Context: an optimization exercise on an open-source flow, tuned for small area. The choices shown serve that exercise and are no tape-out recipe.
At most, simulation tests tie the RTL to the original design; equivalence was not proved.
The series may have gaps, and a smaller design here may also do less where the tests do not look.
Function not checked in run 4: the RTL went through the layout flow alone.
Power figures rest on the tool's default switching activity, not on a simulated workload.

==> flow/run.sh <==
#!/bin/bash
# synth_recipe.tcl (not shown) runs the flow's synth.tcl, then flattens the netlist and writes it again
# the make line also repeats each setting of config.mk as NAME=value (left out here)
make -C /OpenROAD-flow-scripts/flow DESIGN_CONFIG=/design/flow/config.mk WORK_HOME=/design/flow/orfs CLKGATE_MAP_FILE= SYNTH_SCRIPT=/design/flow/synth_recipe.tcl finish
==> flow/config.mk <==
export PLATFORM = sky130hd
export DESIGN_NAME = controller
export DESIGN_NICKNAME = controller
export VERILOG_FILES = /design/flow/design.v
export SDC_FILE = /design/flow/constraint.sdc
export NUM_CORES = 4
export LEC_CHECK = 0
export CAP_MARGIN = 20
export CORE_MARGIN = 2
export CORE_UTILIZATION = 60
export CTS_BUF_LIST = sky130_fd_sc_hd__clkbuf_8
export CTS_CLUSTER_DIAMETER = 50
export CTS_CLUSTER_SIZE = 16
export PLACE_DENSITY = 0.7
export SLEW_MARGIN = 20
==> flow/constraint.sdc <==
create_clock -name core_clock -period 10.0 [get_ports {clk}]
set_input_delay 2.0000 -clock core_clock [delete_from_list [all_inputs] [get_ports {clk}]]
set_output_delay 2.0000 -clock core_clock [all_outputs]
set_load 0.01 [all_outputs]
==> flow/design.v <==
module l1 (
    input clk,
    input rst,
    input we,
    input [31:0] a,
    input [31:0] data,
    output logic hit,
    output logic [31:0] q
);
  logic [15:0] valid;
  logic [27:0] tag [16];
  logic [31:0] line[16];
  wire [15:0] sel = 16'd1 << a[3:0];
  always_ff @(posedge clk or posedge rst) begin
    if (rst) valid <= 16'd0;
    else if (we) valid <= valid | sel;
  end
  always_ff @(posedge clk) begin
    for (int i = 0; i < 16; i++)
      if (we && sel[i]) begin
        tag[i]  <= a[31:4];
        line[i] <= data;
      end
  end
  logic [27:0] tq;
  logic        vq;
  always_comb begin
    tq = '0;
    q  = '0;
    vq = 1'b0;
    for (int i = 0; i < 16; i++) begin
      tq = tq | (tag[i] & {28{sel[i]}});
      q  = q | (line[i] & {32{sel[i]}});
      vq = vq | (valid[i] & sel[i]);
    end
    hit = vq && (tq == a[31:4]);
  end
endmodule
module l2 (
    input clk,
    input rst,
    input we,
    input [31:0] a,
    input [31:0] data,
    output logic hit,
    output logic [31:0] q
);
  logic [3:0]  valid[16];
  logic [25:0] tag  [16][4];
  logic [31:0] line [16][4];
  wire [15:0] sel = 16'd1 << a[5:2];
  logic [3:0]  vq;
  logic [25:0] tq[4];
  logic [31:0] dq[4];
  always_comb begin
    vq = '0;
    for (int w = 0; w < 4; w++) begin
      tq[w] = '0;
      dq[w] = '0;
    end
    for (int i = 0; i < 16; i++) begin
      vq = vq | (valid[i] & {4{sel[i]}});
      for (int w = 0; w < 4; w++) begin
        tq[w] = tq[w] | (tag[i][w] & {26{sel[i]}});
        dq[w] = dq[w] | (line[i][w] & {32{sel[i]}});
      end
    end
  end
  wire [3:0] free = {vq[2] & ~vq[3], vq[1] & ~vq[2], vq[0] & ~vq[1], ~vq[0]};
  always_ff @(posedge clk or posedge rst) begin
    if (rst) begin
      for (int i = 0; i < 16; i++) valid[i] <= 4'd0;
    end else if (we) begin
      for (int i = 0; i < 16; i++)
        if (sel[i]) valid[i] <= valid[i] | free;
    end
  end
  always_ff @(posedge clk) begin
    for (int i = 0; i < 16; i++)
      for (int w = 0; w < 4; w++)
        if (we && sel[i] && free[w]) begin
          tag[i][w]  <= a[31:6];
          line[i][w] <= data;
        end
  end
  logic [3:0] m;
  always_comb begin
    for (int w = 0; w < 4; w++) m[w] = vq[w] && (tq[w] == a[31:6]);
    hit = |m;
    q = m[0] ? dq[0] : m[1] ? dq[1] : m[2] ? dq[2] : dq[3];
  end
endmodule
module mem (
    input clk,
    input rst,
    input we,
    input [4:0] a,
    input [31:0] data,
    output logic [31:0] q
);
  logic [31:0] valid;
  logic [31:0] word[32];
  wire [31:0] sel = 32'd1 << a;
  always_ff @(posedge clk or posedge rst) begin
    if (rst) valid <= 32'd0;
    else if (we) valid <= valid | sel;
  end
  always_ff @(posedge clk) begin
    for (int k = 0; k < 32; k++)
      if (we && sel[k]) word[k] <= data;
  end
  always_comb begin
    q = '0;
    for (int k = 0; k < 32; k++) q = q | (word[k] & {32{sel[k] & valid[k]}});
  end
endmodule
module controller #(
    parameter WORD_SIZE = 32,
    parameter L1_DELAY  = 3,
    parameter L2_DELAY  = 3
) (
    input clk,
    input rst,
    input wr_en,
    input [WORD_SIZE - 1:0] addr,
    input [WORD_SIZE - 1:0] data,
    output logic [WORD_SIZE - 1:0] data_out
);
  logic [31:0] addr_prev;
  logic [1:0]  cnt;
  logic        phase;
  logic        l1_hit, l2_hit;
  logic [31:0] l1_out, l2_out, mem_out;
  wire cache_we = phase & wr_en;
  l1 l1_cache (
      .clk(clk), .rst(rst), .we(cache_we), .a(addr_prev), .data(data),
      .hit(l1_hit), .q(l1_out)
  );
  l2 l2_cache (
      .clk(clk), .rst(rst), .we(cache_we), .a(addr_prev), .data(data),
      .hit(l2_hit), .q(l2_out)
  );
  mem memory (
      .clk(clk), .rst(rst), .we(wr_en), .a(addr[4:0]), .data(data), .q(mem_out)
  );
  wire same = (addr == addr_prev);
  wire use1 = ~phase & l1_hit;
  wire use2 = ~phase & l2_hit;
  always_ff @(posedge clk or posedge rst) begin
    if (rst) begin
      phase     <= 1'b0;
      cnt       <= 2'd0;
      addr_prev <= 32'd0;
      data_out  <= 32'd0;
    end else begin
      phase     <= ~phase;
      addr_prev <= addr;
      if (!same) cnt <= 2'd0;
      else begin
        cnt <= cnt + 2'd1;
        if (cnt == 2'd3)
          data_out <= wr_en ? data : use1 ? l1_out : use2 ? l2_out : mem_out;
      end
    end
  end
endmodule
Run 1, register map, names as in the netlist:
Scale: 1 px per um. Other sequential cells in the stronger gray, the rest of the logic in the fainter gray.
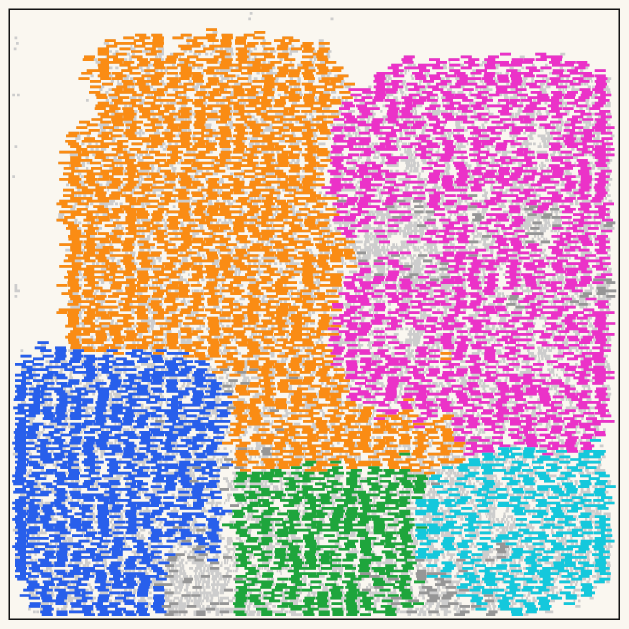
`l2_cache.line`: drawn in orange, placed flops 2048. `l1_cache.line`: drawn in green, placed flops 512, where south. `l2_cache.tag`: drawn in magenta, placed flops 1664. `l1_cache.tag`: drawn in cyan, placed flops 448, where south-east. `memory.word`: drawn in blue, placed flops 1024.
Another 179 sequential cells are not colored.

Run 1, metal layers overlaid:
Scale: 1 px per um. Only two layers are drawn.
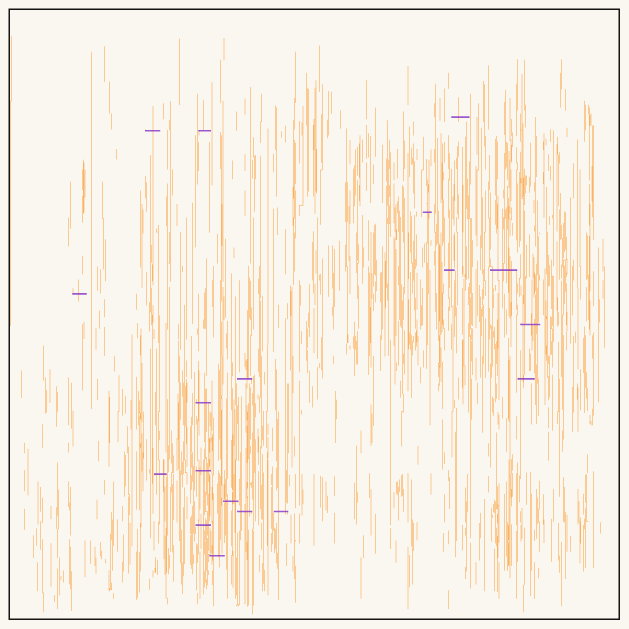
met5: drawn in purple, wire length 251 um. met4: drawn in orange, wire length 55.1 mm.

==> impl_metrics.env, run 1 <==
export IMPL_initial_core_util_pct=60.1
export IMPL_clock_latency_ns=1.26
export IMPL_max_stage_delay_ns=1.01
export IMPL_final_max_slew_viol_count=0
export IMPL_cts_max_path_buffers=4
export IMPL_syn_cell_area_um2=219000
export IMPL_cts_hold_buf=0
export IMPL_cp_max_fo=72
export IMPL_vias_per_cell=7.71
export IMPL_drt_antenna_violating_nets=0
export IMPL_worst_pin_slew_ns=1.22
export IMPL_utilization_pct=65.3
export IMPL_top_regs="l2_cache.line: 2048 flops, l2_cache.tag: 1664 flops, memory.word: 1024 flops"
export IMPL_placed_area_um2=228000
export IMPL_critPathLaunchType="flip-flop"
export IMPL_first_pass_iters=9
export IMPL_nNetsFinal=12400
export IMPL_hold_ws_ns=0.462
export IMPL_grt_setup_unrepaired="no"
export IMPL_holdCritPathClass="reg2reg"
export IMPL_async_reset_ff_share_pct=3.05
export IMPL_endpoint_kind="flip-flop"
export IMPL_outcome="finished clean"
export IMPL_synth_area_leader_cell="edfxtp_1"
export IMPL_antenna_found_initial=42
export IMPL_setup_ws_ns=2.89
export IMPL_drive_gt1_share_pct=14.1
Run 1, I/O pins on the die edge:
Pins as bars across the die edge, other pins in gray.
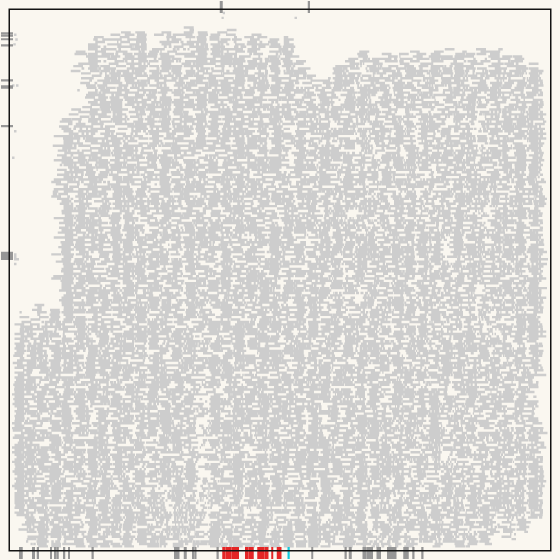
`data_out`: drawn in red, pins 32, direction output, edge south. `rst`: drawn in cyan, pins 1, direction input, edge south.

[run 1: placed cells by master (no fill, tap or decap), drive strengths merged, types with 65 or more instances in the layout]
cell type      Yosys  final
a21oi            137    137
dfrtp            179    179
a31oi             76     76
nand4            246    246
a22o             694    694
a22oi            980    980
o21ai            145    145
xnor2             82     82
nor2             264    264
mux2i            281    281
o22ai            148    148
edfxtp          5696   5696
buf              349    536
a221oi           678    678
nor3              92     92
nand2            184    184
clkinv             0    117
or2              120    120
inv               14    124
clkdlybuf4s50      0     65
nor4              81     81
nand3            154    154
clkbuf           483    498
mux2             101    101
xor2              78     78
[run 1: worst max-delay path: cells and delay by family, from the launching register on]
kind	cells	cell delay [ns]
simple gates	6	1.41
buf+inv	5	2.32
mux	1	0.70
compound gates	3	0.98
xor+xnor	1	0.15
flops	1	1.01
[run 1: power breakdown]
part / switching (mW) / total (mW) / internal [mW]
Sequential: 0.137 / 27.3 / 27.2
Combinational: 2.09 / 2.76 / 0.663
Clock: 8.18 / 14.3 / 6.15
[run 1: through the flow]
step	power (mW)	instances
after floorplan	29.0	12000
after global placement	30.4	16600
after detailed placement	30.4	16600
after CTS	44.2	17400
after global routing	45.2	17500
final	44.4	17500
[run 1: final timing paths]
path	start	end	slack [ns]	cells after the start
worst max-delay path	addr_prev[4]$_DFF_PP0_	data_out[17]$_DFFE_PP0P_	2.89	16
worst min-delay path	cnt[0]$_DFF_PP0_	cnt[0]$_DFF_PP0_	0.46	1
worst max register to register	addr_prev[4]$_DFF_PP0_	data_out[17]$_DFFE_PP0P_	2.89	16
worst min register to register	cnt[0]$_DFF_PP0_	cnt[0]$_DFF_PP0_	0.46	1
max in group asynchronous	rst	l2_cache.valid[6][0]$_DFFE_PP0P_	7.44	3
min in group asynchronous	rst	cnt[1]$_DFF_PP0_	1.29	2
[run 1: layout make-up]
class                      count  area, um2
sequential                  5875     176000
fill                       23900     126000
multi-input combinational   5311      41400
clock buffer                 498       6850
tap                         4816       6030
timing repair buffer         601       4950
clock inverter               334       3320
inverter                      14       62.6
antenna                       19       47.5
[run 1: metal layers]
metal  part of all wire, %  routed length (um)  global-route usage (%)
met5                 0.034                 251                  0.0129
met4                   7.4               55100                    23.2
met3                    16              120000                    11.3
met2                    44              327000                    58.7
met1                    33              244000                    52.9
Run 1, routing congestion map:
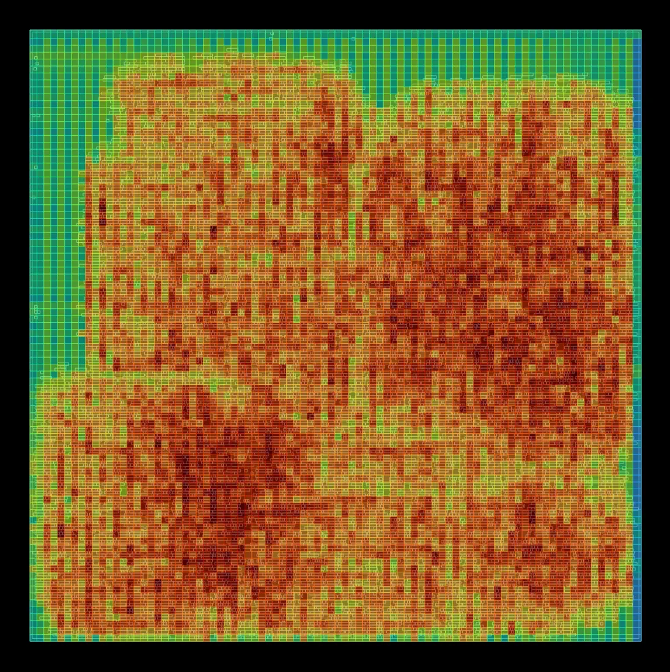

--- run 2 (changed files replaced; the others as in run 1) ---
removed: flow/run.sh
==> flow/design.v <==
module l1 (
    input clk,
    input rst,
    input we,
    input [31:0] a,
    input [31:0] data,
    input en,   
    output logic hit,
    output logic [31:0] q
);
  logic [15:0] valid;
  logic [27:0] tag [16];
  logic [31:0] line[16];
  wire [15:0] sel = 16'd1 << a[3:0];
  always_ff @(posedge clk or posedge rst) begin
    if (rst) valid <= 16'd0;
    else if (we) valid <= valid | sel;
  end
  always_ff @(posedge clk) begin
    for (int i = 0; i < 16; i++)
      if (we && sel[i]) begin
        tag[i]  <= a[31:4];
        line[i] <= data;
      end
  end
  logic [27:0] tq;
  wire [15:0] rsel = sel & {16{en}};
  for (genvar b = 0; b < 28; b++) begin : rt
    logic [15:0] col;
    always_comb for (int i = 0; i < 16; i++) col[i] = tag[i][b];
    rd16 u (.s(sel), .d(col), .y(tq[b]));
  end
  for (genvar b = 0; b < 32; b++) begin : rq
    logic [15:0] col;
    always_comb for (int i = 0; i < 16; i++) col[i] = line[i][b];
    rd16 u (.s(rsel), .d(col), .y(q[b]));
  end
  assign hit = |(valid & sel) && (tq == a[31:4]);
endmodule
module l2 (
    input clk,
    input rst,
    input we,
    input [31:0] a,
    input [31:0] data,
    input en,   
    output logic hit,
    output logic [31:0] q
);
  logic [2:0]  fill[16];
  logic [25:0] tag [16][4];
  logic [31:0] line[16][4];
  wire [15:0] sel = 16'd1 << a[5:2];
  logic [2:0] cnt;
  always_comb begin
    cnt = '0;
    for (int i = 0; i < 16; i++) cnt = cnt | (fill[i] & {3{sel[i]}});
  end
  wire [3:0] vq = {cnt[2], cnt[2] | (cnt[1] & cnt[0]), cnt[2] | cnt[1], |cnt};
  wire [3:0] free = {~cnt[2] & cnt[1] & cnt[0], ~cnt[2] & cnt[1] & ~cnt[0],
                     ~cnt[2] & ~cnt[1] & cnt[0], ~cnt[2] & ~cnt[1] & ~cnt[0]};
  always_ff @(posedge clk or posedge rst) begin
    if (rst) begin
      for (int i = 0; i < 16; i++) fill[i] <= 3'd0;
    end else if (we && !cnt[2]) begin
      for (int i = 0; i < 16; i++)
        if (sel[i]) fill[i] <= cnt + 3'd1;
    end
  end
  always_ff @(posedge clk) begin
    for (int i = 0; i < 16; i++)
      for (int w = 0; w < 4; w++)
        if (we && sel[i] && free[w]) begin
          tag[i][w]  <= a[31:6];
          line[i][w] <= data;
        end
  end
  logic [25:0] tq[4];
  logic [3:0]  m;
  logic [3:0]  first;
  for (genvar w = 0; w < 4; w++) begin : way
    for (genvar b = 0; b < 26; b++) begin : rt
      logic [15:0] col;
      always_comb for (int i = 0; i < 16; i++) col[i] = tag[i][w][b];
      rd16 u (.s(sel), .d(col), .y(tq[w][b]));
    end
    assign m[w] = vq[w] && (tq[w] == a[31:6]);
  end
  assign first = m & ~{m[2:0] | {m[1:0], 1'b0} | {m[0], 2'b0}, 1'b0};
  assign hit = |m;
  logic [31:0] dq[4];
  for (genvar w = 0; w < 4; w++) begin : wayq
    wire [15:0] rsel = sel & {16{first[w] & en}};
    for (genvar b = 0; b < 32; b++) begin : rq
      logic [15:0] col;
      always_comb for (int i = 0; i < 16; i++) col[i] = line[i][w][b];
      rd16 u (.s(rsel), .d(col), .y(dq[w][b]));
    end
  end
  assign q = dq[0] | dq[1] | dq[2] | dq[3];
endmodule
module mem (
    input clk,
    input rst,
    input we,
    input [4:0] a,
    input [31:0] data,
    input en,   
    output logic [31:0] q
);
  logic [31:0] valid;
  logic [31:0] word[32];
  wire [31:0] sel = 32'd1 << a;
  always_ff @(posedge clk or posedge rst) begin
    if (rst) valid <= 32'd0;
    else if (we) valid <= valid | sel;
  end
  always_ff @(posedge clk) begin
    for (int k = 0; k < 32; k++)
      if (we && sel[k]) word[k] <= data;
  end
  wire [31:0] rsel = sel & valid & {32{en}};
  for (genvar b = 0; b < 32; b++) begin : rq
    logic [31:0] col;
    always_comb for (int k = 0; k < 32; k++) col[k] = word[k][b];
    rd32 u (.s(rsel), .d(col), .y(q[b]));
  end
endmodule
module controller #(
    parameter WORD_SIZE = 32,
    parameter L1_DELAY  = 3,
    parameter L2_DELAY  = 3
) (
    input clk,
    input rst,
    input wr_en,
    input [WORD_SIZE - 1:0] addr,
    input [WORD_SIZE - 1:0] data,
    output logic [WORD_SIZE - 1:0] data_out
);
  logic [31:0] addr_prev;
  logic [1:0]  cnt;
  logic        phase;
  logic        l1_hit, l2_hit;
  logic [31:0] l1_out, l2_out, mem_out;
  wire cache_we = phase & wr_en;
  wire rd   = ~wr_en;
  wire use1 = ~phase & l1_hit;
  wire use2 = ~phase & l2_hit & ~l1_hit;
  l1 l1_cache (
      .clk(clk), .rst(rst), .we(cache_we), .a(addr_prev), .data(data),
      .en(rd & use1), .hit(l1_hit), .q(l1_out)
  );
  l2 l2_cache (
      .clk(clk), .rst(rst), .we(cache_we), .a(addr_prev), .data(data),
      .en(rd & use2), .hit(l2_hit), .q(l2_out)
  );
  mem memory (
      .clk(clk), .rst(rst), .we(wr_en), .a(addr[4:0]), .data(data),
      .en(rd & ~use1 & ~use2), .q(mem_out)
  );
  wire same = (addr == addr_prev);
  always_ff @(posedge clk or posedge rst) begin
    if (rst) begin
      phase     <= 1'b0;
      cnt       <= 2'd0;
      addr_prev <= 32'd0;
      data_out  <= 32'd0;
    end else begin
      phase     <= ~phase;
      addr_prev <= addr;
      if (!same) cnt <= 2'd0;
      else begin
        cnt <= cnt + 2'd1;
        if (cnt == 2'd3)
          data_out <= (data & {32{wr_en}}) | l1_out | l2_out | mem_out;
      end
    end
  end
endmodule
module aoi222 (
    input  a1, a2, b1, b2, c1, c2,
    output y
);
  assign y = ~((a1 & a2) | (b1 & b2) | (c1 & c2));
endmodule
module aoi22 (
    input  a1, a2, b1, b2,
    output y
);
  assign y = ~((a1 & a2) | (b1 & b2));
endmodule
module rd16 (
    input  [15:0] s,
    input  [15:0] d,
    output        y
);
  wire [5:0] n;
  for (genvar g = 0; g < 5; g++) begin : grp
    aoi222 u (.a1(s[3*g]), .a2(d[3*g]), .b1(s[3*g+1]), .b2(d[3*g+1]),
              .c1(s[3*g+2]), .c2(d[3*g+2]), .y(n[g]));
  end
  assign n[5] = ~(s[15] & d[15]);
  assign y = ~&n;
endmodule
module rd32 (
    input  [31:0] s,
    input  [31:0] d,
    output        y
);
  wire [10:0] n;
  for (genvar g = 0; g < 10; g++) begin : grp
    aoi222 u (.a1(s[3*g]), .a2(d[3*g]), .b1(s[3*g+1]), .b2(d[3*g+1]),
              .c1(s[3*g+2]), .c2(d[3*g+2]), .y(n[g]));
  end
  aoi22 u_last (.a1(s[30]), .a2(d[30]), .b1(s[31]), .b2(d[31]), .y(n[10]));
  assign y = ~&n;
endmodule
==> flow/flow/run.sh <==
#!/bin/bash
# Standard layout, except that clock tree synthesis inserts no dummy loads
# (they only pad the clock tree's leaf levels) and clusters the flip-flops
# into leaf groups of at most 16 driven by clkbuf_8.
set -euo pipefail
cts_args="-sink_clustering_enable -repair_clock_nets -dont_use_dummy_load"
cts_args+=" -buf_list sky130_fd_sc_hd__clkbuf_8"
cts_args+=" -sink_clustering_size 16 -sink_clustering_max_diameter 50"
bash standard.sh "CTS_ARGS=$cts_args" finish > standard_flow.log 2>&1
==> flow/standard.sh <==
#!/bin/bash
# synth_recipe.tcl (not shown) runs the flow's synth.tcl, then flattens the netlist and writes it again
# the make line also repeats each setting of config.mk as NAME=value (left out here)
make -C /OpenROAD-flow-scripts/flow DESIGN_CONFIG=/design/flow/config.mk WORK_HOME=/design/flow/orfs CLKGATE_MAP_FILE= SYNTH_SCRIPT=/design/flow/synth_recipe.tcl "${@:-finish}"
==> flow/config.mk <==
export PLATFORM = sky130hd
export DESIGN_NAME = controller
export DESIGN_NICKNAME = controller
export VERILOG_FILES = /design/flow/design.v
export SDC_FILE = /design/flow/constraint.sdc
export NUM_CORES = 4
export LEC_CHECK = 0
export CAP_MARGIN = 20
export CORE_MARGIN = 2
export CORE_UTILIZATION = 50
export PLACE_DENSITY = 0.65
export SLEW_MARGIN = 20
export SYNTH_HIERARCHICAL = 1
export SYNTH_MINIMUM_KEEP_SIZE = 0
Run 2, routing congestion map:
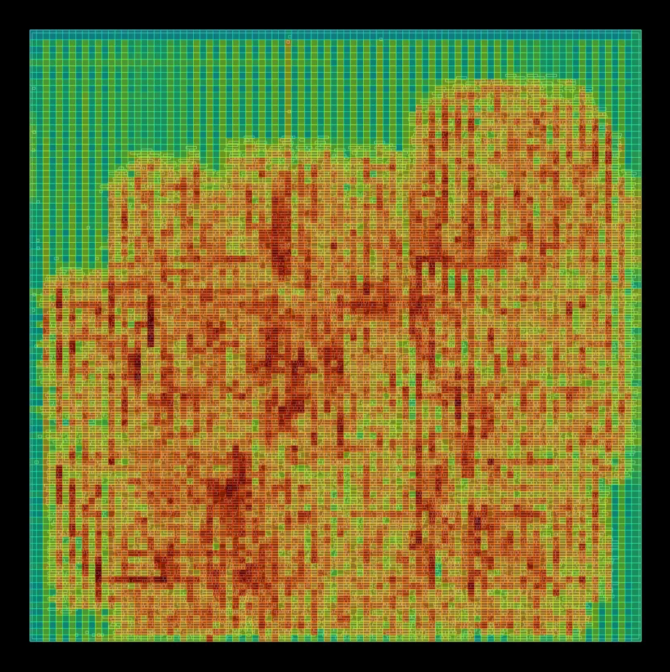
drt wl/cell: 38.4 um
Tot GR Track Use: 29.0%

Run 2, I/O pins on the die edge:
Pins as bars across the die edge, other pins in gray.
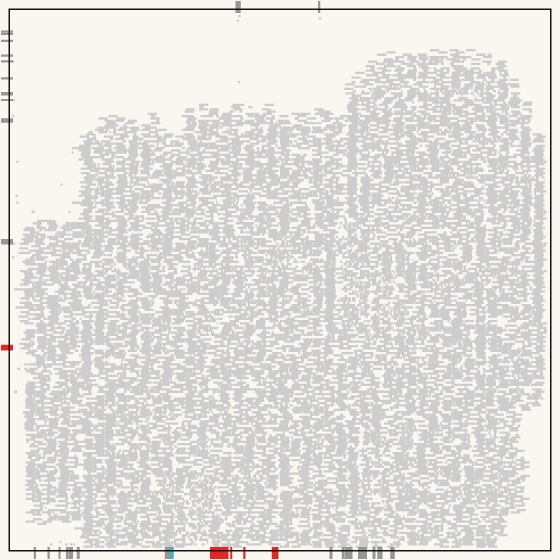
`rst`: drawn in cyan, pins 1, direction input, edge south. `data_out`: drawn in red, pins 32, direction output, edge 28 south, 4 west.

==> run 2 against run 1 <==
  * Synthesized area shrank 6.3%
  * Clock power shrank 21%
  * Sequential power is essentially flat
  * Register-to-register slack lost 2.3 ns
  * Clock skew grew 0.046 ns
  * Final area shrank 5.6%
  * Still clean
  * Power shrank 9.9%
  * Hold slack lost 0.0022 ns
  * Critical path depth grew 6
  * Die area grew 12%
  * Sequential share of layout area grew 4.1 points
  * Largest power group unchanged
  * Combinational power shrank 47%
==> impl_metrics.env, run 2 <==
export IMPL_multi_input_area_um2=30900
export IMPL_drt_antenna_violating_nets=0
export IMPL_stdcell_count=16100
export IMPL_grt_setup_unrepaired="no"
export IMPL_fin_crit_sh_pct=94.4
export IMPL_intPower_mw=31.6
export IMPL_r2r_end="data_out[1]$_DFFE_PP0P_"
export IMPL_cp_max_fo=55
export IMPL_final_max_slew_viol_count=0
export IMPL_syn_mean_instance_area_um2=21.3
export IMPL_synth_most_common_cell="edfxtp_1"
export IMPL_crit_path_start="addr_prev[2]$_DFF_PP0_"
export IMPL_top_power_group="sequential cells"
export IMPL_seqPwrFrac_pct=68.0
export IMPL_top_regs="l2_cache.line: 2048 flops, l2_cache.tag: 1664 flops, memory.word: 1024 flops"
export IMPL_synth_nets=9724
export IMPL_async_reset_ff_share_pct=2.78
export IMPL_power_total_mw=40.0
export IMPL_synth_area_leader_cell="edfxtp_1"
export IMPL_synth_distinct_cells=73
export IMPL_clk_power_mw=11.3
export IMPL_wl_met2_mm=281
export IMPL_mostFrequentLayoutCells="edfxtp_1, a222oi_1, clkbuf_8, buf_4, nand4_1"
export IMPL_wl_met3_mm=90.3
export IMPL_nNetsFinal=10700
export IMPL_crit_family="simple AND/OR/NAND/NOR gates"
export IMPL_wl_met1_mm=219
export IMPL_antenna_found_initial=51
export IMPL_critPathLaunchType="flip-flop"
export IMPL_regToRegStartpoint="addr_prev[2]$_DFF_PP0_"
export IMPL_fp_row_count=235
export IMPL_cts_max_path_buffers=4
export IMPL_clkPwrFrac_pct=28.4
export IMPL_cts_hold_buf=0
export IMPL_worst_pin_slew_ns=1.22
export IMPL_numPortBuffers=98
export IMPL_r2r_slack_ns=0.56
export IMPL_syn_cell_area_um2=205000
export IMPL_max_stage_delay_ns=0.88
export IMPL_regArea_um2=175000
export IMPL_layout_commonest_cell="edfxtp_1"
export IMPL_routed_top_layer="met5"
export IMPL_endpoint_kind="flip-flop"
export IMPL_outcome="finished clean"
export IMPL_cts_root_buf="clkbuf_8"
export IMPL_clock_latency_ns=1.25
export IMPL_pg_seq_mw=27.2
export IMPL_p_sw_share_pct=20.9
export IMPL_combPwrFrac_pct=3.7
export IMPL_drive_gt1_share_pct=12.4
export IMPL_initial_core_util_pct=50.2
export IMPL_dp_cells=15600
-- run 2: cell types whose count changed in the layout (fill, tap and decap cells not counted), sizes merged, moves of 107 or more --
cell	change
mux2i	-240
a222oi	+1741
clkinv	-115
nand3	-107
a21oi	-133
nor2	-112
a22oi	-944
and3	+310
nand2	+158
nand4	+141
a22o	-693
a221oi	-675
o22ai	-145
o21ai	-143
-- run 2: kinds of logic after synthesis --
| family | Yosys count | synth area share, % |
|---|---|---|
| DFF | 5859 | 85.2 |
| AOI/OAI and AO/OA | 1922 | 9.30 |
| and+or+nand+nor | 1502 | 4.05 |
| xor gates and xnor gates | 164 | 0.699 |
| buffers and inverters | 123 | 0.276 |
| muxes | 79 | 0.419 |
| adders and majority gates | 4 | 0.0244 |
-- run 2: layout make-up --
type,instances,area share (%)
Sequential cell,5859,77.9
Multi-Input combinational cell,3671,13.7
Tap cell,5451,3.03
Clock buffer,472,2.89
Timing Repair Buffer,569,2.33
Inverter,61,0.127
Antenna cell,19,0.0211
-- run 2: metal layers --
metal | track usage [%] | up-vias
met1 | 40.0 | 59500
met5 | 0.116 | -
met4 | 11.9 | 30
met3 | 7.09 | 1323
met2 | 44.8 | 9443
li1 | - | 45600
-- run 2: worst min-delay path by stage --
| stage | to | depth (start not counted) | from | slack, ns |
|---|---|---|---|---|
| after CTS | cnt[0]$_DFF_PP0_ | 1 | cnt[0]$_DFF_PP0_ | 0.45 |
| final | cnt[0]$_DFF_PP0_ | 1 | cnt[0]$_DFF_PP0_ | 0.46 |
| after detailed placement | cnt[0]$_DFF_PP0_ | 1 | cnt[0]$_DFF_PP0_ | 0.44 |
| after global placement | cnt[0]$_DFF_PP0_ | 1 | cnt[0]$_DFF_PP0_ | 0.42 |
| after floorplan | cnt[0]$_DFF_PP0_ | 1 | cnt[0]$_DFF_PP0_ | 0.41 |
| after global routing | cnt[0]$_DFF_PP0_ | 1 | cnt[0]$_DFF_PP0_ | 0.46 |
-- run 2: stage by stage --
step                      util [%]  setup slack, ns  hold WS, ns  instance area (um2)
after global routing          55.0            0.335        0.458               225000
after global placement        53.3            0.377        0.418               218000
final                         55.0            0.558        0.459               225000
after CTS                     54.9            0.643        0.453               225000
after floorplan                  -            0.871        0.409               205000
after detailed placement      53.3            0.699        0.443               218000
Run 2, register map, names as in the netlist:
Scale: 1 px per um. Other sequential cells in the stronger gray, the rest of the logic in the fainter gray.
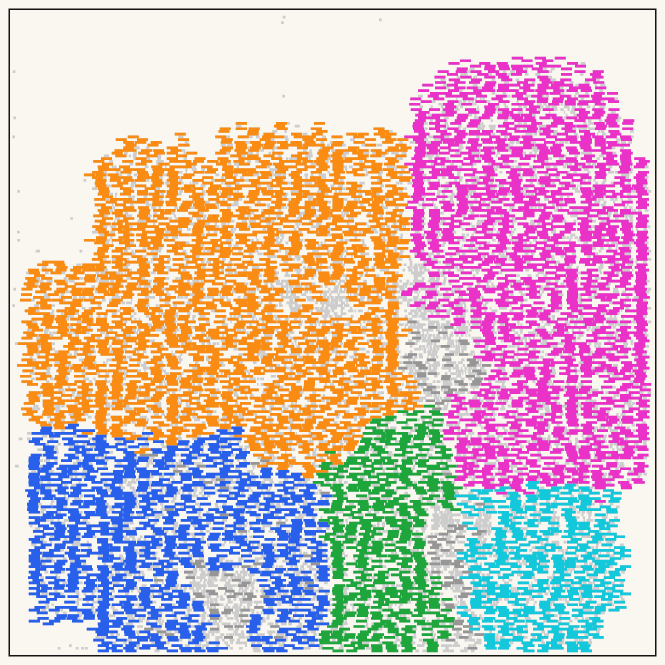

## Run 3: what changed since run 2
==> flow/flow/run.sh (replaced) <==
#!/bin/bash
# Standard layout, except that clock tree synthesis inserts no dummy loads
# (they only pad the clock tree's leaf levels) and clusters the flip-flops
# into leaf groups of at most 18 driven by clkbuf_8.
set -euo pipefail
cts_args="-sink_clustering_enable -repair_clock_nets -dont_use_dummy_load"
cts_args+=" -buf_list sky130_fd_sc_hd__clkbuf_8"
cts_args+=" -sink_clustering_size 18 -sink_clustering_max_diameter 55"
bash standard.sh "CTS_ARGS=$cts_args" finish > standard_flow.log 2>&1
Run 3, register map, names as in the netlist:
Scale: 1 px per um. Other sequential cells in the stronger gray, the rest of the logic in the fainter gray.
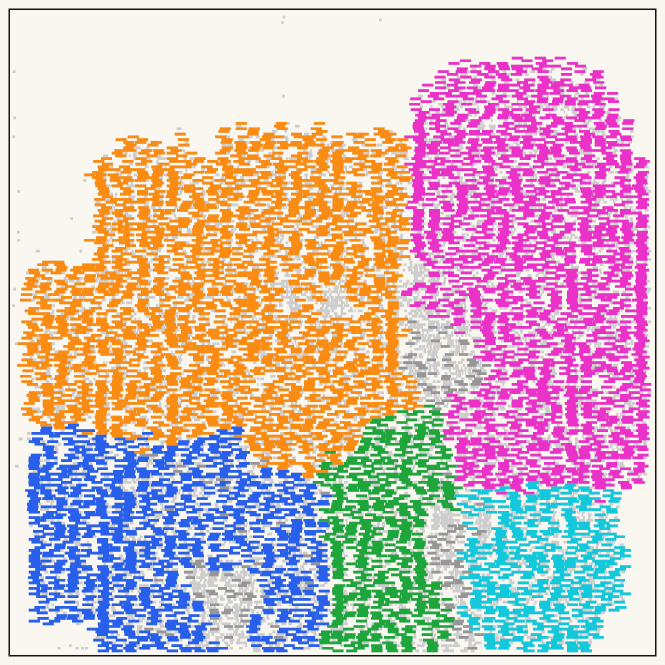
`l2_cache.line`: drawn in orange, placed flops 2048. `l1_cache.tag`: drawn in cyan, placed flops 448, where south-east. `l1_cache.line`: drawn in green, placed flops 512, where south. `memory.word`: drawn in blue, placed flops 1024. `l2_cache.tag`: drawn in magenta, placed flops 1664.

==> run 3 against run 2 <==
  * Via count grew 0.18%
  * Utilization shrank 0.10 points
  * Register-to-register slack lost 0.08 ns
  * Critical endpoint unchanged
  * Critical path depth grew 2
  * First-iteration DRC count shrank 2.2%
  * Critical path type unchanged
  * Count of clock-buffer cells in the layout shrank 31
  * Cell count shrank 0.19%
  * Largest cell class unchanged
  * Clock skew shrank 0.0056 ns
  * Setup slack lost 0.081 ns
  * Die area is the same
  * Synthesized area is the same
  * Sequential power is essentially flat
==> impl_metrics.env, run 3 <==
export IMPL_cp_max_fo=55
export IMPL_fp_row_count=235
export IMPL_synth_simple_area_share_pct=4.05
export IMPL_cts_max_path_buffers=4
export IMPL_grt_setup_unrepaired="no"
export IMPL_crit_path_start="addr_prev[2]$_DFF_PP0_"
export IMPL_fin_crit_sh_pct=95.2
export IMPL_clock_latency_ns=1.25
export IMPL_synth_distinct_cells=73
export IMPL_detailroute_via_count=116000
export IMPL_dp_cells=15600
export IMPL_synth_most_common_cell="edfxtp_1"
export IMPL_clkPwrFrac_pct=27.8
export IMPL_drive_gt1_share_pct=12.2
export IMPL_synth_nets=9724
export IMPL_syn_mean_instance_area_um2=21.3
export IMPL_hold_depth=1
export IMPL_synth_compound_area_share_pct=9.30
export IMPL_cts_root_buf="clkbuf_8"
export IMPL_synthXorXnorAreaFrac_pct=0.699
export IMPL_final_max_slew_viol_count=0
export IMPL_hold_ws_ns=0.459
export IMPL_placed_area_um2=218000
export IMPL_setup_ws_ns=0.477
export IMPL_seqPwrFrac_pct=68.5
export IMPL_r2r_end="data_out[1]$_DFFE_PP0P_"
export IMPL_syn_cell_area_um2=205000
export IMPL_outcome="finished clean"
export IMPL_combPwrFrac_pct=3.7
export IMPL_drt_antenna_violating_nets=0
export IMPL_async_reset_ff_share_pct=2.78
export IMPL_r2r_slack_ns=0.48
export IMPL_stdcell_area_um2=225000
export IMPL_cts_hold_buf=0
export IMPL_regToRegStartpoint="addr_prev[2]$_DFF_PP0_"
export IMPL_layout_commonest_cell="edfxtp_1"
export IMPL_initial_core_util_pct=50.2
export IMPL_synth_top_family_by_area="compound AO/OA/AOI/OAI gates"
export IMPL_antenna_found_initial=43
export IMPL_pre_cts_ws_ns=0.699
export IMPL_power_total_mw=39.7
export IMPL_critPathLaunchType="flip-flop"
export IMPL_synthAdderAreaFrac_pct=0.0244
export IMPL_intPower_mw=31.4
export IMPL_muxShareOfSynthArea_pct=0.419
export IMPL_mostFrequentLayoutCells="edfxtp_1, a222oi_1, clkbuf_8, buf_4, nand4_1"
export IMPL_min_from="cnt[0]$_DFF_PP0_"
export IMPL_top_regs="l2_cache.line: 2048 flops, l2_cache.tag: 1664 flops, memory.word: 1024 flops"
export IMPL_whs_endpoint="cnt[0]$_DFF_PP0_"
export IMPL_numPortBuffers=98
Run 3, routing congestion map:
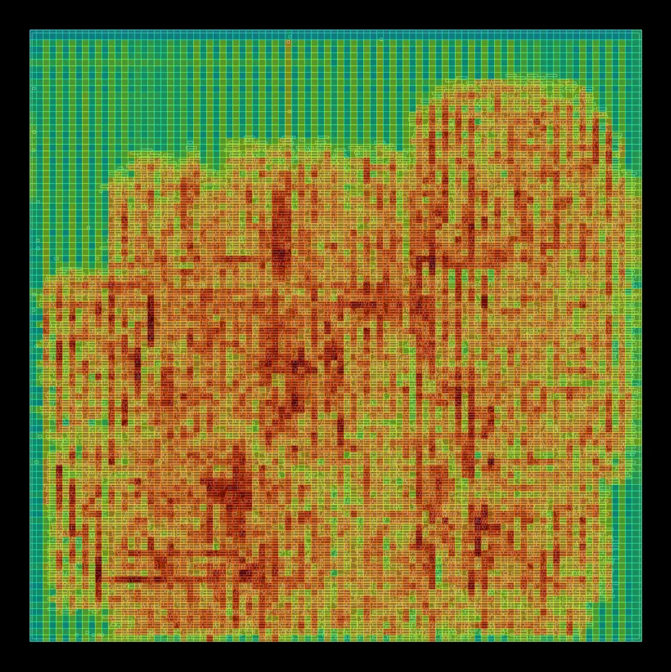
drt wl/cell: 38.5 um
grt peak-use layer: met2
post-layout util: 54.9%
Tot GR Track Use: 29.0%
GR Util met3: 7.09%

run 3: final cells by class:
| class | instances | area [um2] | area share (%) |
|---|---|---|---|
| Antenna cell | 20 | 50.0 | 0.0223 |
| Clock buffer | 441 | 6070 | 2.70 |
| Inverter | 61 | 287 | 0.128 |
| Multi-Input combinational cell | 3671 | 30900 | 13.8 |
| Sequential cell | 5859 | 175000 | 78.0 |
| Tap cell | 5451 | 6820 | 3.04 |
| Timing Repair Buffer | 569 | 5250 | 2.34 |
run 3: power by group through the flow:
stage | clock network, mW | registers [mW] | logic, mW
final | 11.0 | 27.2 | 1.47
after detailed placement | 0 | 27.7 | 1.45
after floorplan | 0 | 27.8 | 0.582
after global placement | 0 | 27.7 | 1.40
after global routing | 11.9 | 27.2 | 1.54
after CTS | 11.1 | 27.2 | 1.45
run 3: per-module statistics from Yosys (local to each module, per instance):
module | cells inside | cell area, um2 | flip-flops and latches | times used
l2 | 4295 | 116000 | 3760 | 1
mem | 1201 | 32500 | 1056 | 1
l1 | 1114 | 30200 | 976 | 1
controller | 227 | 2890 | 67 | 1
rd32 | 4 | 23.8 | 0 | 32
rd16 | 3 | 16.3 | 0 | 292
aoi22 | 1 | 12.5 | 0 | 32
aoi222 | 1 | 10.0 | 0 | 1780
run 3: metal layers:
| metal | vias up | part of all wire, % | track usage, % |
|---|---|---|---|
| li1 | 45500 | - | - |
| met1 | 59800 | 36 | 39.9 |
| met2 | 9409 | 45 | 44.8 |
| met3 | 1281 | 14 | 7.09 |
| met4 | 28 | 4.5 | 11.7 |
| met5 | - | 0.041 | 0.116 |
run 3: worst max-delay path, stage by stage, from the launching register on:
cell	delay [ns]
dfrtp_1	0.54
nor2_1	0.42
nand3_1	0.50
inv_4	0.89
buf_4	0.41
a222oi_1	0.15
nand4_1	0.13
xnor2_1	0.15
nand4_1	0.25
nor3_1	0.47
nand4_1	0.24
buf_4	0.26
o21ai_2	0.18
o21bai_1	0.30
nor2_1	0.09
nor2_1	0.74
nor2_1	0.39
and4bb_2	0.38
and3_1	0.17
buf_4	0.34
a222oi_1	0.68
nand4_1	0.57
or3_1	0.59
a2111oi_0	0.32
mux2i_1	0.12
Run 3, I/O pins on the die edge:
Pins as bars across the die edge, other pins in gray.
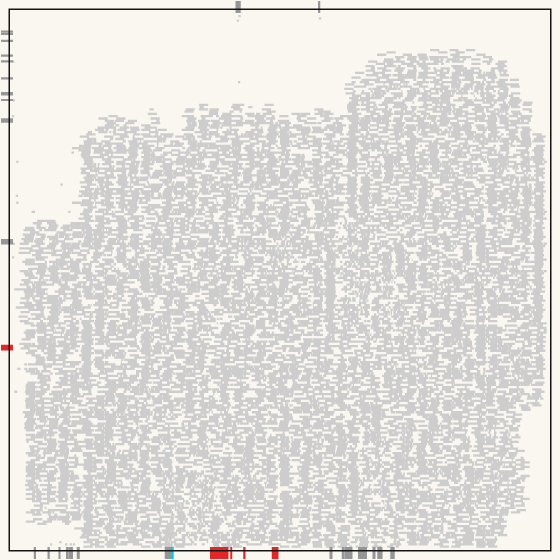

--- run 4 (changed files replaced; the others as in run 3) ---
removed: flow/flow/run.sh
removed: flow/standard.sh
==> flow/design.v <==
module l1 #(
    parameter LINE_SIZE  = 16,
    parameter INDEX_SIZE = 4,
    parameter TAG_SIZE   = 28,
    parameter WORD_SIZE  = 32
) (
    input clk,
    input rst,
    input wr_en,
    input [WORD_SIZE - 1:0] addr,
    input [WORD_SIZE - 1:0] data,
    output logic [WORD_SIZE - 1:0] data_out,
    output logic hit_or_miss
);
  logic [TAG_SIZE + WORD_SIZE:0] l1_cache[LINE_SIZE];
  logic [INDEX_SIZE - 1:0] index;
  logic [TAG_SIZE - 1:0] tag;
  logic cycle;
  always_ff @(posedge clk or posedge rst) begin
    if (rst) begin
      cycle <= 0;
      data_out <= 0;
      hit_or_miss <= 0;
      for (int i = 0; i < LINE_SIZE; i++) begin
        l1_cache[i] <= {1'b0, {TAG_SIZE{1'b0}}, {WORD_SIZE{1'b0}}};
      end
    end else begin
      if (cycle == 0) begin
        tag <= addr[WORD_SIZE-1:WORD_SIZE-TAG_SIZE];
        index <= addr[WORD_SIZE-TAG_SIZE-1:WORD_SIZE-TAG_SIZE-INDEX_SIZE];
        cycle <= 1;
        hit_or_miss <= 0;
      end   
    else begin
        cycle <= 0;
        if (wr_en) begin
          hit_or_miss <= 1;
          l1_cache[index] <= {1'b1, tag, data};
          data_out <= data;
        end else begin
          if (l1_cache[index][TAG_SIZE+WORD_SIZE] == 0) begin
            hit_or_miss <= 0;
            data_out <= 0;
          end   
        else if (l1_cache[index][TAG_SIZE+WORD_SIZE] == 1 &&
                 l1_cache[index][TAG_SIZE+WORD_SIZE-1:WORD_SIZE] == tag)
        begin
            hit_or_miss <= 1;
            data_out <= l1_cache[index][WORD_SIZE-1:0];
          end   
        else begin
            hit_or_miss <= 0;
            data_out <= 0;
          end
        end
      end
    end
  end
endmodule
module l2 #(
    parameter LINE_SIZE  = 16,
    parameter INDEX_SIZE = 4,
    parameter TAG_SIZE   = 26,
    parameter SET_SIZE   = 4,
    parameter WORD_SIZE  = 32
) (
    input clk,
    input rst,
    input wr_en,
    input [WORD_SIZE - 1:0] addr,
    input [WORD_SIZE - 1:0] data,
    output logic [WORD_SIZE - 1:0] data_out,
    output logic hit_or_miss
);
  logic [TAG_SIZE + WORD_SIZE:0] l2_cache[LINE_SIZE][SET_SIZE];
  logic [INDEX_SIZE - 1:0] index;
  logic [TAG_SIZE - 1:0] tag;
  logic cycle;
  logic [SET_SIZE - 1:0] free_way;
  logic [SET_SIZE - 1:0] match_way;
  logic seen_free;
  logic seen_match;
  always_comb begin
    seen_free  = 1'b0;
    seen_match = 1'b0;
    for (int i = 0; i < SET_SIZE; i++) begin
      free_way[i] = !seen_free && (l2_cache[index][i][TAG_SIZE+WORD_SIZE] == 0);
      match_way[i] = !seen_match && (l2_cache[index][i][TAG_SIZE+WORD_SIZE] == 1 &&
                                       l2_cache[index][i][TAG_SIZE+WORD_SIZE-1:WORD_SIZE] == tag);
      seen_free = seen_free || free_way[i];
      seen_match = seen_match || match_way[i];
    end
  end
  always_ff @(posedge clk or posedge rst) begin
    if (rst) begin
      cycle <= 0;
      data_out <= 0;
      hit_or_miss <= 0;
      for (int i = 0; i < LINE_SIZE; i++) begin
        for (int j = 0; j < SET_SIZE; j++) begin
          l2_cache[i][j] <= {1'b0, {TAG_SIZE{1'b0}}, {WORD_SIZE{1'b0}}};
        end
      end
    end else begin
      if (cycle == 0) begin
        tag <= addr[WORD_SIZE-1:WORD_SIZE-TAG_SIZE];
        index <= addr[WORD_SIZE-TAG_SIZE-1:WORD_SIZE-TAG_SIZE-INDEX_SIZE];
        cycle <= 1;
        hit_or_miss <= 0;
        data_out <= 0;
      end   
    else begin
        cycle <= 0;
        if (wr_en) begin
          hit_or_miss <= 1;
          for (int i = 0; i < SET_SIZE; i++) begin
            if (free_way[i]) begin
              l2_cache[index][i] <= {1'b1, tag, data};
              data_out <= data;
            end
          end
        end   
      else begin
          for (int i = 0; i < SET_SIZE; i++) begin
            if (match_way[i]) begin
              hit_or_miss <= 1;
              data_out <= l2_cache[index][i][WORD_SIZE-1:0];
            end
          end
        end
      end
    end
  end
endmodule
module mem #(
    parameter MEM_SIZE  = 32,
    parameter WORD_SIZE = 32
) (
    input clk,
    input rst,
    input wr_en,
    input [WORD_SIZE - 1:0] addr,
    input [31:0] data,
    output [31:0] data_out
);
  logic [31:0] memory[MEM_SIZE];
  always_ff @(posedge clk or posedge rst) begin
    if (rst) begin
      for (int i = 0; i < MEM_SIZE; i++) begin
        memory[i] <= 32'b0;
      end
    end else begin
      if (wr_en) begin
        memory[addr[$clog2(MEM_SIZE)-1:0]] <= data;
      end
    end
  end
  assign data_out = memory[addr[$clog2(MEM_SIZE)-1:0]];
endmodule
module controller #(
    parameter WORD_SIZE = 32,
    parameter L1_DELAY  = 3,
    parameter L2_DELAY  = 3
) (
    input clk,
    input rst,
    input wr_en,
    input [WORD_SIZE - 1:0] addr,
    input [WORD_SIZE - 1:0] data,
    output logic [WORD_SIZE - 1:0] data_out
);
  logic [WORD_SIZE - 1:0] l1_out;
  logic [WORD_SIZE - 1:0] l2_out;
  logic [WORD_SIZE - 1:0] mem_out;
  logic [L1_DELAY - 1:0] l1_counter;
  logic [L2_DELAY - 1:0] l2_counter;
  logic l1_hit;
  logic l2_hit;
  logic [WORD_SIZE - 1:0] addr_prev;
  l1 l1_cache (
      .clk(clk),
      .rst(rst),
      .wr_en(wr_en),
      .addr(addr),
      .data(data),
      .data_out(l1_out),
      .hit_or_miss(l1_hit)
  );
  l2 l2_cache (
      .clk(clk),
      .rst(rst),
      .wr_en(wr_en),
      .addr(addr),
      .data(data),
      .data_out(l2_out),
      .hit_or_miss(l2_hit)
  );
  mem memory (
      .clk(clk),
      .rst(rst),
      .wr_en(wr_en),
      .addr(addr),
      .data(data),
      .data_out(mem_out)
  );
  always_ff @(posedge clk or posedge rst) begin
    if (rst) begin
      l1_counter <= 0;
      l2_counter <= 0;
      data_out   <= 0;
      addr_prev  <= 0;
    end else begin
      if (addr != addr_prev) begin
        l1_counter <= 0;
        l2_counter <= 0;
        addr_prev  <= addr;
      end   
      else if (wr_en) begin
        if (l1_counter < L1_DELAY) l1_counter <= l1_counter + 1;
        if (l2_counter < L2_DELAY) l2_counter <= l2_counter + 1;
        if (l1_counter == L1_DELAY && l2_counter == L2_DELAY) begin
          data_out   <= data;
          l1_counter <= 0;
          l2_counter <= 0;
        end
      end else begin
        if (l1_counter < L1_DELAY) l1_counter <= l1_counter + 1;
        if (l2_counter < L2_DELAY) l2_counter <= l2_counter + 1;
        if (l1_counter == L1_DELAY && l2_counter == L2_DELAY) begin
          l1_counter <= 0;
          l2_counter <= 0;
          if (l1_hit) begin
            data_out <= l1_out;
          end else if (l2_hit) begin
            data_out <= l2_out;
          end else begin
            data_out <= mem_out;
          end
        end
      end
    end
  end
endmodule
==> flow/run.sh <==
#!/bin/bash
# synth_recipe.tcl (not shown) runs the flow's synth.tcl, then flattens the netlist and writes it again
# the make line also repeats each setting of config.mk as NAME=value (left out here)
make -C /OpenROAD-flow-scripts/flow DESIGN_CONFIG=/design/flow/config.mk WORK_HOME=/design/flow/orfs CLKGATE_MAP_FILE= SYNTH_SCRIPT=/design/flow/synth_recipe.tcl finish
==> flow/config.mk <==
export PLATFORM = sky130hd
export DESIGN_NAME = controller
export DESIGN_NICKNAME = controller
export VERILOG_FILES = /design/flow/design.v
export SDC_FILE = /design/flow/constraint.sdc
export NUM_CORES = 4
export LEC_CHECK = 0
export CAP_MARGIN = 20
export CORE_MARGIN = 2
export CORE_UTILIZATION = 40
export PLACE_DENSITY = 0.6
export SLEW_MARGIN = 20
Run 4, I/O pins on the die edge:
Scale: 0.5 px per um. Pins as bars across the die edge, other pins in gray.
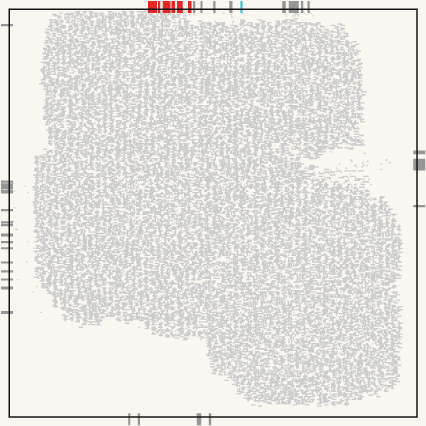
`rst`: drawn in cyan, pins 1, direction input, edge north. `data_out`: drawn in red, pins 32, direction output, edge north.

==> run 4 against run 3 <==
  * Sequential power grew 4%
  * Clock skew grew 0.011 ns
  * Die area grew 59%
  * Highest routed layer unchanged
  * Non-clock buffer count grew 123
  * Still clean on timing, DRC and antenna
==> impl_metrics.env, run 4 <==
export IMPL_outcome="finished clean"
export IMPL_seqPwrFrac_pct=48.5
export IMPL_max_stage_delay_ns=0.89
export IMPL_stdcell_area_um2=293000
export IMPL_wl_per_cell_um=34.8
export IMPL_comb_power_mw=6.17
export IMPL_top_regs="l2_cache.l2_cache: 3776 flops, memory.memory: 1024 flops, l1_cache.l1_cache: 976 flops"
export IMPL_cts_hold_buf=0
export IMPL_drt_antenna_violating_nets=0
export IMPL_wl_met3_mm=97.7
export IMPL_pg_seq_mw=28.4
export IMPL_cts_root_buf="clkbuf_16"
export IMPL_numPortBuffers=98
export IMPL_layout_commonest_cell="dfrtp_1"
export IMPL_crit_family="simple AND/OR/NAND/NOR gates"
export IMPL_combPwrFrac_pct=10.5
export IMPL_routed_top_layer="met5"
export IMPL_clock_latency_ns=1.20
export IMPL_synth_distinct_cells=93
export IMPL_syn_mean_instance_area_um2=12.9
export IMPL_use_met2_pct=43.7
export IMPL_wl_met2_mm=430
export IMPL_wl_met1_mm=410
export IMPL_async_reset_ff_share_pct=99.0
export IMPL_top_power_group="sequential cells"
export IMPL_clk_power_mw=24.0
export IMPL_critPathLaunchType="flip-flop"
export IMPL_top_usage_layer="met2"
export IMPL_fin_crit_sh_pct=72.8
export IMPL_placed_area_um2=272000
export IMPL_worst_path_buf_inv=4
export IMPL_synth_most_common_cell="dfrtp_1"
export IMPL_grt_setup_unrepaired="no"
export IMPL_fp_row_count=297
export IMPL_path_cells="buf_12 > buf_4 > or3b_1 > o22ai_1 > a211oi_1 > a21oi_1 > nor4_1 > nand4_1 > or4_1 > buf_4 > or2_4 > a21oi_1 > buf_4 > o221ai_1 > o211ai_1"
export IMPL_cpMaxStageDelayCell="or4_1"
export IMPL_antenna_found_initial=71
export IMPL_cts_max_path_buffers=4
export IMPL_cp_max_fo=40
export IMPL_crit_path_frequent_cell="buf_4"
export IMPL_clkPwrFrac_pct=41.0
export IMPL_initial_core_util_pct=40.1
export IMPL_grt_usage_pct=29.4
export IMPL_detailroute_via_count=184000
export IMPL_synth_nets=20300
Run 4, register map, names as in the netlist:
Scale: 1 px per um. Other sequential cells in the stronger gray, the rest of the logic in the fainter gray.
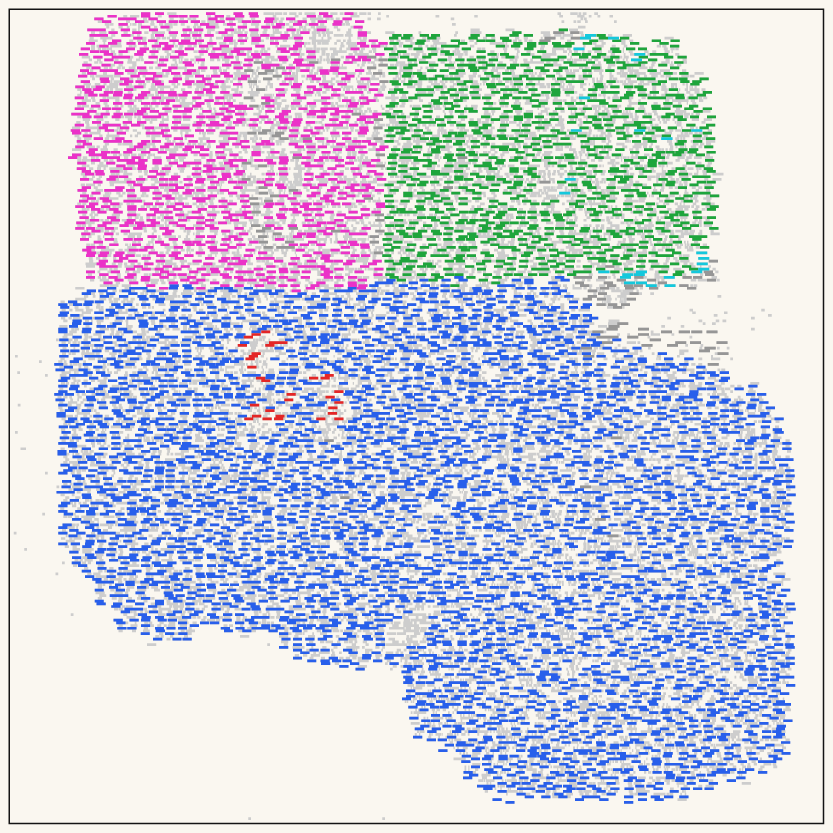
`memory.memory`: drawn in magenta, placed flops 1024, where north-west. `l1_cache.tag`: drawn in cyan, placed flops 28. `l2_cache.l2_cache`: drawn in blue, placed flops 3776. `l2_cache.data_out`: drawn in red, placed flops 32. `l1_cache.l1_cache`: drawn in green, placed flops 976.

[run 4: changes by cell type after synthesis, moves of 982 or more]
cell,previous run,this run
mux2_2,35,4982
a22oi_1,4,986
edfxtp_1,5696,62
a222oi_1,1780,34
dfrtp_1,163,5914
clkbuf_1,25,1500
[run 4: cell type report]
class | count | area (um2)
fillers | 58700 | 360000
flip-flops and latches | 5976 | 150000
multi-input cells | 12100 | 105000
clock buffers | 967 | 18800
well taps | 8671 | 10800
repair buffers | 692 | 6270
clock inverters | 161 | 2140
inverters | 50 | 191
diodes | 28 | 70.1
[run 4: through the flow]
| step | setup slack, ns | utilization (%) | power [mW] | cells | hold slack, ns |
|---|---|---|---|---|---|
| after global routing | 2.80 | 44.9 | 60.5 | 28700 | 0.470 |
| after floorplan | -74.51 | - | 33.5 | 20300 | 0.428 |
| after CTS | 3.14 | 44.9 | 58.7 | 28600 | 0.461 |
| after global placement | 2.63 | 41.6 | 34.6 | 27500 | 0.444 |
| after detailed placement | 3.19 | 41.6 | 34.9 | 27500 | 0.450 |
| final | 2.72 | 44.9 | 58.6 | 28700 | 0.461 |
[run 4: path summary, 6_finish.rpt]
kind                                                          to  cells past startpoint  slack [ns]                             startpoint
max                            l2_cache.data_out[26]$_DFFE_PP0P_                     15        2.72            l2_cache.index[3]$_DFFE_PP_
min                        l2_cache.l2_cache[21][58]$_DFFE_PP0P_                      1        0.46  l2_cache.l2_cache[21][58]$_DFFE_PP0P_
max reg2reg                    l2_cache.data_out[26]$_DFFE_PP0P_                     15        2.72            l2_cache.index[3]$_DFFE_PP_
min reg2reg                l2_cache.l2_cache[21][58]$_DFFE_PP0P_                      1        0.46  l2_cache.l2_cache[21][58]$_DFFE_PP0P_
max in group asynchronous  l2_cache.l2_cache[60][23]$_DFFE_PP0P_                      4        5.55                                    rst
min in group asynchronous   l1_cache.l1_cache[2][23]$_DFFE_PP0P_                      2        2.27                                    rst
[run 4: logic make-up (layout without fill, tap and decap cells)]
group                    Yosys count  in the layout  synth area share [%]
other                              0             28                     0
buffers and inverters           2173           1870                  3.37
adder cells (fa/ha/maj)            3              3                0.0143
AND/OR/NAND/NOR                 2527           2527                  4.69
AO/OA/AOI/OAI                   4205           4205                  11.6
multiplexers                    5280           5280                  22.7
XOR/XNOR                         115            115                 0.385
flip-flops                      5976           5976                  57.3

what the ideal ports hide:
In the flow no input, the clock included, has a driving cell. The finished layouts below were timed again as built, in two steps.
Step 1, drivers: a clkbuf_16 drives clk and a buf_2 each remaining input, both assumed.
Step 2 times the ports against the registers' clock, not the clock port: input delays grow and output delays shrink by t, the midpoint of the rising clock arrivals with the driver on.
Three values: no drivers, after step 1, after step 2; two values: the first two.
run	shift t [ns]	slack for setup (ns)	hold slack, ns	latest minus earliest clock arrival (ns)
run 1	1.312	2.893 / 2.893 / 2.893	0.462 / 0.462 / 0.462	0.124 / 0.125
run 2	1.274	0.558 / 0.558 / 0.558	0.459 / 0.459 / 0.459	0.169 / 0.169
run 3	1.274	0.477 / 0.477 / 0.477	0.459 / 0.459 / 0.459	0.181 / 0.181
run 4	1.250	2.722 / 2.722 / 2.722	0.461 / 0.461 / 0.461	0.170 / 0.170
After both steps every run listed still meets setup and hold.
